This design comes from an exercise in tuning for small area, a short achievable clock period and few clock cycles on the open sky130 flow, not from production work. Function was checked by simulation only, so behaviour that the tests miss may differ from the original.

==> config.mk <==
export PLATFORM = sky130hd
export DESIGN_NAME = CONV
export DESIGN_NICKNAME = CONV
export VERILOG_FILES = /design/flow/design.v
export SDC_FILE = /design/flow/constraint.sdc
export NUM_CORES = 4
export LEC_CHECK = 0
export CAP_MARGIN = 20
export CORE_MARGIN = 2
export CORE_UTILIZATION = 40
export SLEW_MARGIN = 20
==> constraint.sdc <==
create_clock -name core_clock -period 12.0 [get_ports {clk}]
set_input_delay 2.4000 -clock core_clock [delete_from_list [all_inputs] [get_ports {clk}]]
set_output_delay 2.4000 -clock core_clock [all_outputs]
set_load 0.01 [all_outputs]
==> design.v <==
`timescale 1ns/10ps
module  CONV(	
	input					clk,
	input					reset,
	output				   	busy,	
	input					ready,	
	output reg 		[11:0]	iaddr,
	input  signed	[19:0]	idata,	
	output reg	 			cwr,
	output reg		[11:0]	caddr_wr,
	output reg 		[19:0]	cdata_wr,
	output reg 		 	crd,
	output reg 		[11:0]	caddr_rd,
	input	   		[19:0]	cdata_rd,
	output reg 		[2:0]	csel
	);
reg [2:0] state, next_state;  
parameter 	IDLE = 0, 
			CONV_BORDER = 1, CONV = 2, MAX = 3,  
			WRITE_L0 = 4, WRITE_L1 = 5, FIN = 6,
			BUFF_1 = 7;
reg [3:0] step;
reg [11:0] addr_row;  
reg [20:0] save_data;  
reg signed [41:0] acc;  
parameter signed [19:0] KER_0 = 20'h0A89E, KER_1 = 20'h092D5, KER_2 = 20'h06D43,
		 		 KER_3 = 20'h01004, KER_4 = 20'hF8F71, KER_5 = 20'hF6E54,
				 KER_6 = 20'hFA6D7, KER_7 = 20'hFC834, KER_8 = 20'hFAC19;
parameter signed [39:0] BIAS = {4'b0, 20'h01310, 16'b0};
always @(posedge clk, posedge reset) begin
	if(reset) state <= IDLE;
	else state <= next_state;
end
always @(*) begin
	case(state)
		IDLE: begin
			if(!ready) next_state = CONV_BORDER;
			else next_state = state;
		end
		CONV_BORDER: begin
			if(step == 5) next_state = WRITE_L0;
			else next_state = state;
		end
		CONV: begin
			if(step == 8) next_state = WRITE_L0;
			else next_state = state;
		end
		BUFF_1: begin	 
			next_state = MAX;
		end
		MAX: begin
			if(step == 3) next_state = WRITE_L1;
			else next_state = state;
		end
		WRITE_L0: begin	 
			if(caddr_wr == 4095) next_state = BUFF_1;
			else if(caddr_wr[5:0] == 6'b11_1110 || caddr_wr[5:0] == 6'b11_1111) next_state = CONV_BORDER;
			else next_state = CONV;
		end
		WRITE_L1: begin	 
			if(caddr_wr == 1024) next_state = FIN;
			else next_state = MAX;
		end
		default: next_state = state;
	endcase
end
assign busy = (ready)? !reset : (state != FIN);
always @(*) begin
	if(state == CONV || state == CONV_BORDER || state == WRITE_L0 || state == BUFF_1) begin
		if(acc <= 0) cdata_wr = 0;
		else cdata_wr = acc[35:16] + acc[15];	 
	end else cdata_wr = save_data;	 
end
always @(posedge clk, posedge reset) begin
	if(reset) step <= 0;
	else begin
		case(state)
			CONV_BORDER,
			CONV,
			MAX: step <= step + 1;
			default: step <= 0;
		endcase
	end
end
always @(posedge clk, posedge reset) begin
	if(reset) csel <= 3'b000;
	else begin
		case(state)
			MAX,
			WRITE_L0: csel <= 3'b001;
			WRITE_L1: csel <= 3'b011;
			default: csel <= 3'b000;
		endcase
	end
end
always @(posedge clk, posedge reset) begin
	if(reset) begin
		crd <= 0;
		cwr <= 0;
	end else begin
		case(state)
		WRITE_L0,
		WRITE_L1: begin
			crd <= 0;
			cwr <= 1;
		end
		MAX: begin
			crd <= 1;
			cwr <= 0;
		end
		default: begin
			crd <= 0;
			cwr <= 0;
		end
		endcase
	end
end
always @(posedge clk, posedge reset) begin
	if(reset) begin
		iaddr <= 0;
		addr_row <= 0;
		caddr_wr <= 0;
		caddr_rd <= 0;
	end else begin
		case(state)
			CONV_BORDER: begin
				if(caddr_wr <= 63 || caddr_wr >= 4032) begin
					case(step)
						0: begin
							iaddr <= addr_row;
							if(caddr_wr[5:0] == 6'b11_1110 || caddr_wr[5:0] == 6'b11_1111) caddr_wr <= caddr_wr + 1;
						end
						1: iaddr <= iaddr + 1;
						2: iaddr <= iaddr + 63;
						3: begin
							iaddr <= iaddr + 1;
							if(caddr_wr == 63) begin
								addr_row <= 0;
							end else if(caddr_wr[5:0] == 6'b11_1111) begin
								addr_row <= addr_row + 2;
							end
						end
					endcase
				end else begin
					case(step)
						0: begin
							caddr_wr <= caddr_wr + 1;
							iaddr <= addr_row;
						end
						1: iaddr <= iaddr + 1;
						2: iaddr <= iaddr + 63;
						3: iaddr <= iaddr + 1;
						4: iaddr <= iaddr + 63;
						5: begin
							iaddr <= iaddr + 1;
							if(caddr_wr[5:0] == 6'b11_1111) begin
								addr_row <= addr_row + 2;
							end
						end
					endcase
				end
			end
			CONV: begin
				if(caddr_wr <= 63 || caddr_wr >=4032) begin  
					case(step)
						0: begin
							caddr_wr <= caddr_wr + 1;
							iaddr <= addr_row;
						end
						1: iaddr <= iaddr + 1;
						2: iaddr <= iaddr + 1;
						3: iaddr <= iaddr + 62;
						4: iaddr <= iaddr + 1;
						5: begin
							addr_row <= addr_row + 1;
							iaddr <= iaddr + 1;
						end
					endcase
				end else begin
					case(step)
						0: begin
							caddr_wr <= caddr_wr + 1;
							iaddr <= addr_row;
						end
						1: iaddr <= iaddr + 1;
						2: iaddr <= iaddr + 1;
						3: iaddr <= iaddr + 62;
						4: iaddr <= iaddr + 1;
						5: iaddr <= iaddr + 1;
						6: iaddr <= iaddr + 62;
						7: iaddr <= iaddr + 1;
						8: begin
							addr_row <= addr_row + 1;
							iaddr <= iaddr + 1;
						end
					endcase
				end
			end
			BUFF_1: begin
				iaddr <= 0;
				addr_row <= 0;
				caddr_wr <= 12'b1111_1111_1111;	 
				caddr_rd <= 12'b1111_1111_1111;
			end
			MAX: begin
				case(step)
					0: begin
						caddr_wr <= caddr_wr + 1;
						caddr_rd <= addr_row;
					end
					1: caddr_rd <= caddr_rd + 1;
					2: caddr_rd <= caddr_rd + 63;
					3: begin
						if(caddr_wr[4:0] == 5'b1_1111) begin
							addr_row <= addr_row + 66;
						end else begin
							addr_row <= addr_row + 2;
						end
						caddr_rd <= caddr_rd + 1;
					end
				endcase
			end
		endcase
	end
end
always @(posedge clk, posedge reset) begin
	if(reset) acc <= 0;
	else begin
		case(state)
			CONV_BORDER: begin
				if(caddr_wr == 0) begin  
					case(step)
						0: acc <= 0;
						1: acc <= acc + idata*KER_4;
						2: acc <= acc + idata*KER_5;
						3: acc <= acc + idata*KER_7;
					endcase
				end else if(caddr_wr == 63) begin
					case(step)
						0: acc <= 0;
						1: acc <= acc + idata*KER_3;
						2: acc <= acc + idata*KER_4;
						3: acc <= acc + idata*KER_6;
					endcase
				end else if(caddr_wr == 4032) begin
					case(step)
						0: acc <= 0;
						1: acc <= acc + idata*KER_1;
						2: acc <= acc + idata*KER_2;
						3: acc <= acc + idata*KER_4;
					endcase
				end else if(caddr_wr == 4095) begin
					case(step)
						0: acc <= 0;
						1: acc <= acc + idata*KER_0;
						2: acc <= acc + idata*KER_1;
						3: acc <= acc + idata*KER_3;
					endcase
				end else if(caddr_wr[5:0] == 6'b11_1111) begin
					case(step)
						0: acc <= 0;
						1: acc <= acc + idata*KER_0;
						2: acc <= acc + idata*KER_1;
						3: acc <= acc + idata*KER_3;
						4: acc <= acc + idata*KER_4;
						5: acc <= acc + idata*KER_6;
					endcase
				end else begin
					case(step)
						0: acc <= 0;
						1: acc <= acc + idata*KER_1;
						2: acc <= acc + idata*KER_2;
						3: acc <= acc + idata*KER_4;
						4: acc <= acc + idata*KER_5;
						5: acc <= acc + idata*KER_7;
					endcase
				end
			end
			CONV: begin
				if(caddr_wr <= 63) begin
					case(step)
						0: acc <= 0;
						1: acc <= acc + idata*KER_3;
						2: acc <= acc + idata*KER_4;
						3: acc <= acc + idata*KER_5;
						4: acc <= acc + idata*KER_6;
						5: acc <= acc + idata*KER_7;
					endcase
				end else if(caddr_wr <= 4031) begin
					case(step)
						0: acc <= 0;
						1: acc <= acc + idata*KER_0;
						2: acc <= acc + idata*KER_1;
						3: acc <= acc + idata*KER_2;
						4: acc <= acc + idata*KER_3;
						5: acc <= acc + idata*KER_4;
						6: acc <= acc + idata*KER_5;
						7: acc <= acc + idata*KER_6;
						8: acc <= acc + idata*KER_7;
					endcase
				end else begin
					case(step)
						0: acc <= 0;
						1: acc <= acc + idata*KER_0;
						2: acc <= acc + idata*KER_1;
						3: acc <= acc + idata*KER_2;
						4: acc <= acc + idata*KER_3;
						5: acc <= acc + idata*KER_4;
					endcase
				end
			end
			WRITE_L0: begin
				if(caddr_wr >= 4032 && caddr_wr < 4095) acc <= acc + idata*KER_5 + BIAS;
				else if(caddr_wr == 4095) acc <= acc + idata*KER_4 + BIAS;
				else if(caddr_wr[5:0] == 6'b11_1111) acc <= acc + idata*KER_7 + BIAS;
				else acc <= acc + idata*KER_8 + BIAS;
			end
			default: acc <= 0;
		endcase
	end
end
always @(posedge clk, posedge reset) begin
	if(reset) begin
		save_data <= 0;
	end else begin
		if(state == MAX) begin
			case(step)
				1: save_data <= cdata_rd;
				2,3: if(save_data < cdata_rd) save_data <= cdata_rd;
			endcase
		end else if(state == WRITE_L1) begin
			if(save_data < cdata_rd) save_data <= cdata_rd;
		end else begin
			save_data <= 0;
		end
	end
end
endmodule
==> run.sh <==
#!/bin/bash
# synth_recipe.tcl (not shown) runs the flow's synth.tcl, then flattens the netlist and writes it again
# the make line also repeats each setting of config.mk as NAME=value (left out here)
make -C /OpenROAD-flow-scripts/flow DESIGN_CONFIG=/design/flow/config.mk WORK_HOME=/design/flow/orfs CLKGATE_MAP_FILE= SYNTH_SCRIPT=/design/flow/synth_recipe.tcl finish
**Top view of the die**

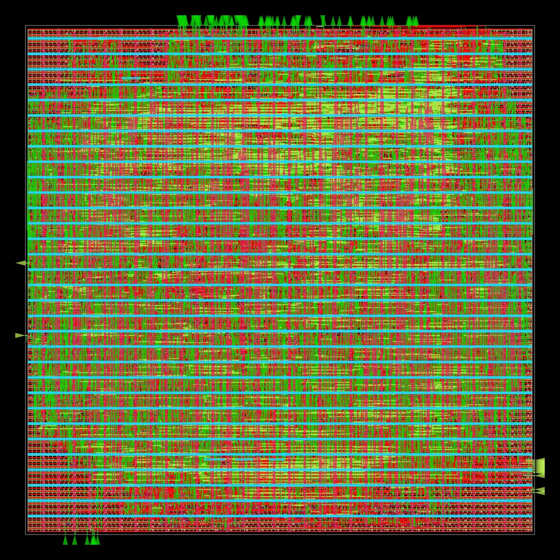
routed wire length: 407000 µm
final design utilization: 0.445

==> notes.md <==
The run finished with no timing, DRC or antenna violations. The sequential cells in the finished layout cover a total of a little over 0.003 mm². The total of warnings raised by yosys came out at 1. The deepest level of the CTS H-tree is 4. The startpoint of the most critical hold path is save_data[0]$_DFFE_PP0P_. After floorplanning, the core was sized to cover 0.197 mm².

The detailed router's first-iteration violation count came out at a little over 9000. The startpoint of the worst-slack reg-to-reg timing path is acc[17]$_DFFE_PP0P_. The remaining number of nets flagged by the antenna check after routing is 0. The worst setup path is launched from an input pin. The global-route wire length before repair is 576000 µm. The hold-critical path depth is 1.

The count of cells along the worst register-to-register path came out at 23. The biggest area consumer among synthesized cells is fa_1. The number of storage elements in the synthesis netlist came out at 122.

The post-route worst hold slack is around 0.53 ns. The placer's final routability congestion estimate came out at roughly 1.0. The horizontal die dimension is approximately 450 µm. The initial antenna violation count is 9. The async set-reset flop share out of synthesis came out at 1.00. The worst min-delay path endpoint is save_data[0]$_DFFE_PP0P_. In the synthesized netlist, the number of instances is 9593. When the netlist entered floorplanning its net count stood at ~12000. The initial cell density of the core came out at 0.402. The number of port buffers is 103. The worst setup path is captured at a register. By instance count, the cell type seen most on the critical path is ha_1.

The area share of the leading cell type in the synthesized netlist is 0.277. Of the synthesized area, sequential elements account for 0.0385. Among all flip-flop cells after synthesis, the most frequent one is dfrtp_1.

The post-CTS repair timing setup buffer count came out at 0. The total overflow reported by the global router is 0. The headroom to the max-slew limit came out at 0.189.

Dividing the detail-routed wire length by the instance count gives about 32 µm. The multi-input combinational cell area is roughly 0.068 mm². After detailed placement, the total cell area comes to ~0.087 mm². The largest individual stage delay along the critical path comes from the cell fa_1.

Setup repair after global routing left no endpoint under its margin. The slack of the worst reg-to-reg path is 3.16 ns. The final setup violation count came out at 0. The count of instances resized after the clock tree is built came out at 0.

The average vias per placed instance is 6.08. The share of layout cells above drive strength 1 came out at 0.0758. The finished layout cell area is ~0.09 mm².

For the pin with the worst max-slew slack, the measured transition is between 1 and 1.5 ns. The clock-pin slew on the worst setup and hold paths came out at 0.08 ns. The share of the clock period used by the worst path after layout is 0.959. By area the synthesized netlist is led by fa_1, ha_1, inv_1. The number of flops mapped to enable cells by yosys is 0. The number of clock sinks came out at 122. By count the netlist is led by inv_1, ha_1, fa_1, a21oi_1, nand2_1. The worst setup path is of the input pin to register kind. The number of buffers added by the clock tree synthesis step came out at 17.

On the critical path the largest part of the delay comes from compound AO/OA/AOI/OAI gates. The largest fanout on the critical path came out at 9. The number of global-route vias before repair is 77100. The maximum clock insertion buffer count is 2. The die height came out at between 400 and 500 µm.

The cell area after synthesis is roughly 0.08 mm². The cell sitting at the root of the clock tree is a clkbuf_16. For the final routed database, the setup TNS stands at 0 ns.

The path class of the lowest-slack min-delay path is register to register. The number of remaining DRC errors came out at 0. The first detailed-routing pass took 10 iterations. Fill cells in the final layout number between 15000 and 20000.

The post-synthesis cell type count is between 100 and 150. The cell with the most instances after synthesis is inv_1. The via count is 77000. Relative to the synthesized area, the layout overhead comes to 10.5%. The reported max-cap violation count came out at 0.

The average instance in the mapped netlist occupies ~8.3 µm². The final-report hold violation count was 0. The number of core rows is ~160. Detailed placement ended at an HPWL of ~340000 µm. The required time of the worst setup path is ~12 ns. In this run the critical register-to-register path is captured at acc[38]$_DFFE_PP0P_. The hold buffer count at CTS came out at 0. The maximum cell stage delay along the critical path came out at 0.60 ns.

The overall die area is roughly 0.20 mm². The data arrival at the endpoint of the critical path is between 10 and 15 ns. The final-stage net count is 12400. The count of buffer and inverter cells on the critical path is 8.

The total global routing track utilization is 0.397. TritonCTS built the clock tree. The time the final worst path needs with I/O delays and setup is between 10 and 15 ns. For this design the top-level I/O count stands at about 110. The final-report max-slew violation count is 0.

The maximum number of pins on one net before global-route repair came out at ~150. For this run, the top clock speed supported by timing is 86.9 MHz.
Testbench counts, summed over its fixed seeds: cycles 1,096,896.
**Clock network drawn from the DEF**

Scale bar: 100 µm.
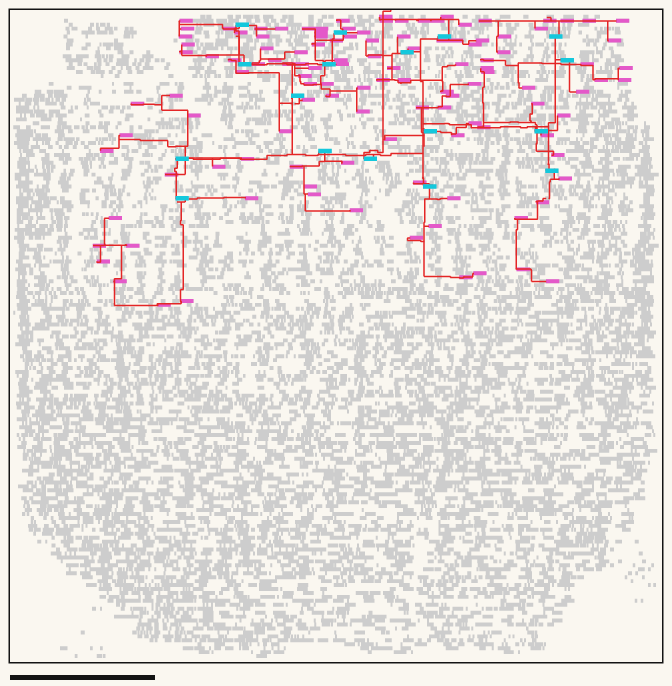
[magenta] flip-flops | count: 122
[cyan] clock drivers | count: 17
[red] clock wires | length: 3220 µm
routed clock nets: 18
skew final: 0.0333 ns
clock latency on the worst-skew pair: 0.52 ns

## cell families after synthesis
logic type,after synthesis,share of synthesized area
XOR/XNOR,599,0.0668
AND/OR/NAND/NOR,1748,0.104
multiplexers,28,0.00358
adder cells (fa/ha/maj),2325,0.470
buffers and inverters,2264,0.108
AO/OA/AOI/OAI,2506,0.209
other,1,0.0000473
flip-flops,122,0.0385
## layer usage
metal	GRT usage	vias to the layer above	share of wire
li1	-	33300	-
met1	0.504	38200	0.40
met2	0.600	4279	0.43
met3	0.0846	1115	0.091
met4	0.280	8	0.088
met5	0	-	0.00014
## cells in the final DEF (no fill, tap or decap), types with 118 or more instances in the layout
| cell | synthesis | routed |
|---|---|---|
| a21o_1 | 212 | 212 |
| nand3_1 | 156 | 155 |
| fa_1 | 1096 | 1096 |
| a22oi_1 | 118 | 118 |
| buf_4 | 4 | 568 |
| inv_1 | 1951 | 1950 |
| a21oi_1 | 657 | 655 |
| xnor2_1 | 388 | 387 |
| ha_1 | 1228 | 1228 |
| dfrtp_1 | 122 | 122 |
| nand2_1 | 562 | 555 |
| o21ai_0 | 486 | 484 |
| xor2_1 | 206 | 206 |
| nor2_1 | 467 | 457 |
## through the flow
| step | std cells | utilization | setup slack (ns) |
|---|---|---|---|
| 2_1_floorplan | 9593 | - | 0.155 |
| 3_3_place_gp | 12600 | 0.441 | 0.0859 |
| 3_5_place_dp | 12600 | 0.441 | 0.0651 |
| 4_1_cts | 12600 | 0.444 | 0.569 |
| 5_1_grt | 12600 | 0.444 | 0.100 |
| 6_report | 12700 | 0.445 | 0.488 |
## state kept, by name (all words and copies together) (netlist names)
register   count
acc           42
save_data     21
addr_row      12
caddr_rd      12
caddr_wr      12
iaddr         12
step           4
state          3
csel           2
crd            1
cwr            1
## cell type report
type / instances / area share
Multi-Input combinational cell: 7207 / 0.774
Inverter: 1954 / 0.0837
Timing Repair Buffer: 683 / 0.0619
Tap cell: 2640 / 0.0377
Sequential cell: 122 / 0.0348
Clock buffer: 20 / 0.00521
Clock inverter: 11 / 0.00193
Antenna cell: 14 / 0.000400
## worst max path at each step
stage	from	endpoint	slack, ns	cells past startpoint
floorplan	idata[19]	acc[41]$_DFFE_PP0P_	0.16	34
global placement	idata[15]	acc[38]$_DFFE_PP0P_	0.09	37
detailed placement	idata[10]	acc[41]$_DFFE_PP0P_	0.07	39
CTS	idata[10]	acc[41]$_DFFE_PP0P_	0.57	39
global route	idata[1]	acc[37]$_DFFE_PP0P_	0.10	37
finish	idata[10]	acc[41]$_DFFE_PP0P_	0.49	39

re-timing with driven ports:
Ports are ideal in the flow. The routed layout listed here was re-timed in OpenROAD.
Step 1, drivers: a clkbuf_16 drives clk and a buf_2 each remaining input, both assumed.
Step 2 also shifts input and output timing later by t, the mid clock arrival at the registers, as if the neighbouring blocks saw the same clock.
Three values: ideal ports, drivers, drivers and shift; two values: the first two.
t (ns): 0.546
slack for setup (ns): 0.488 / 0.501 / -0.045
hold slack, ns: 0.527 / 0.527 / 0.527
cell pins on the clock port's net: 1
With both steps, setup timing fails in this run, where it was met with ideal ports. For this run, drivers alone change the setup slack by +0.013 ns; drivers and shift together by -0.533 ns.
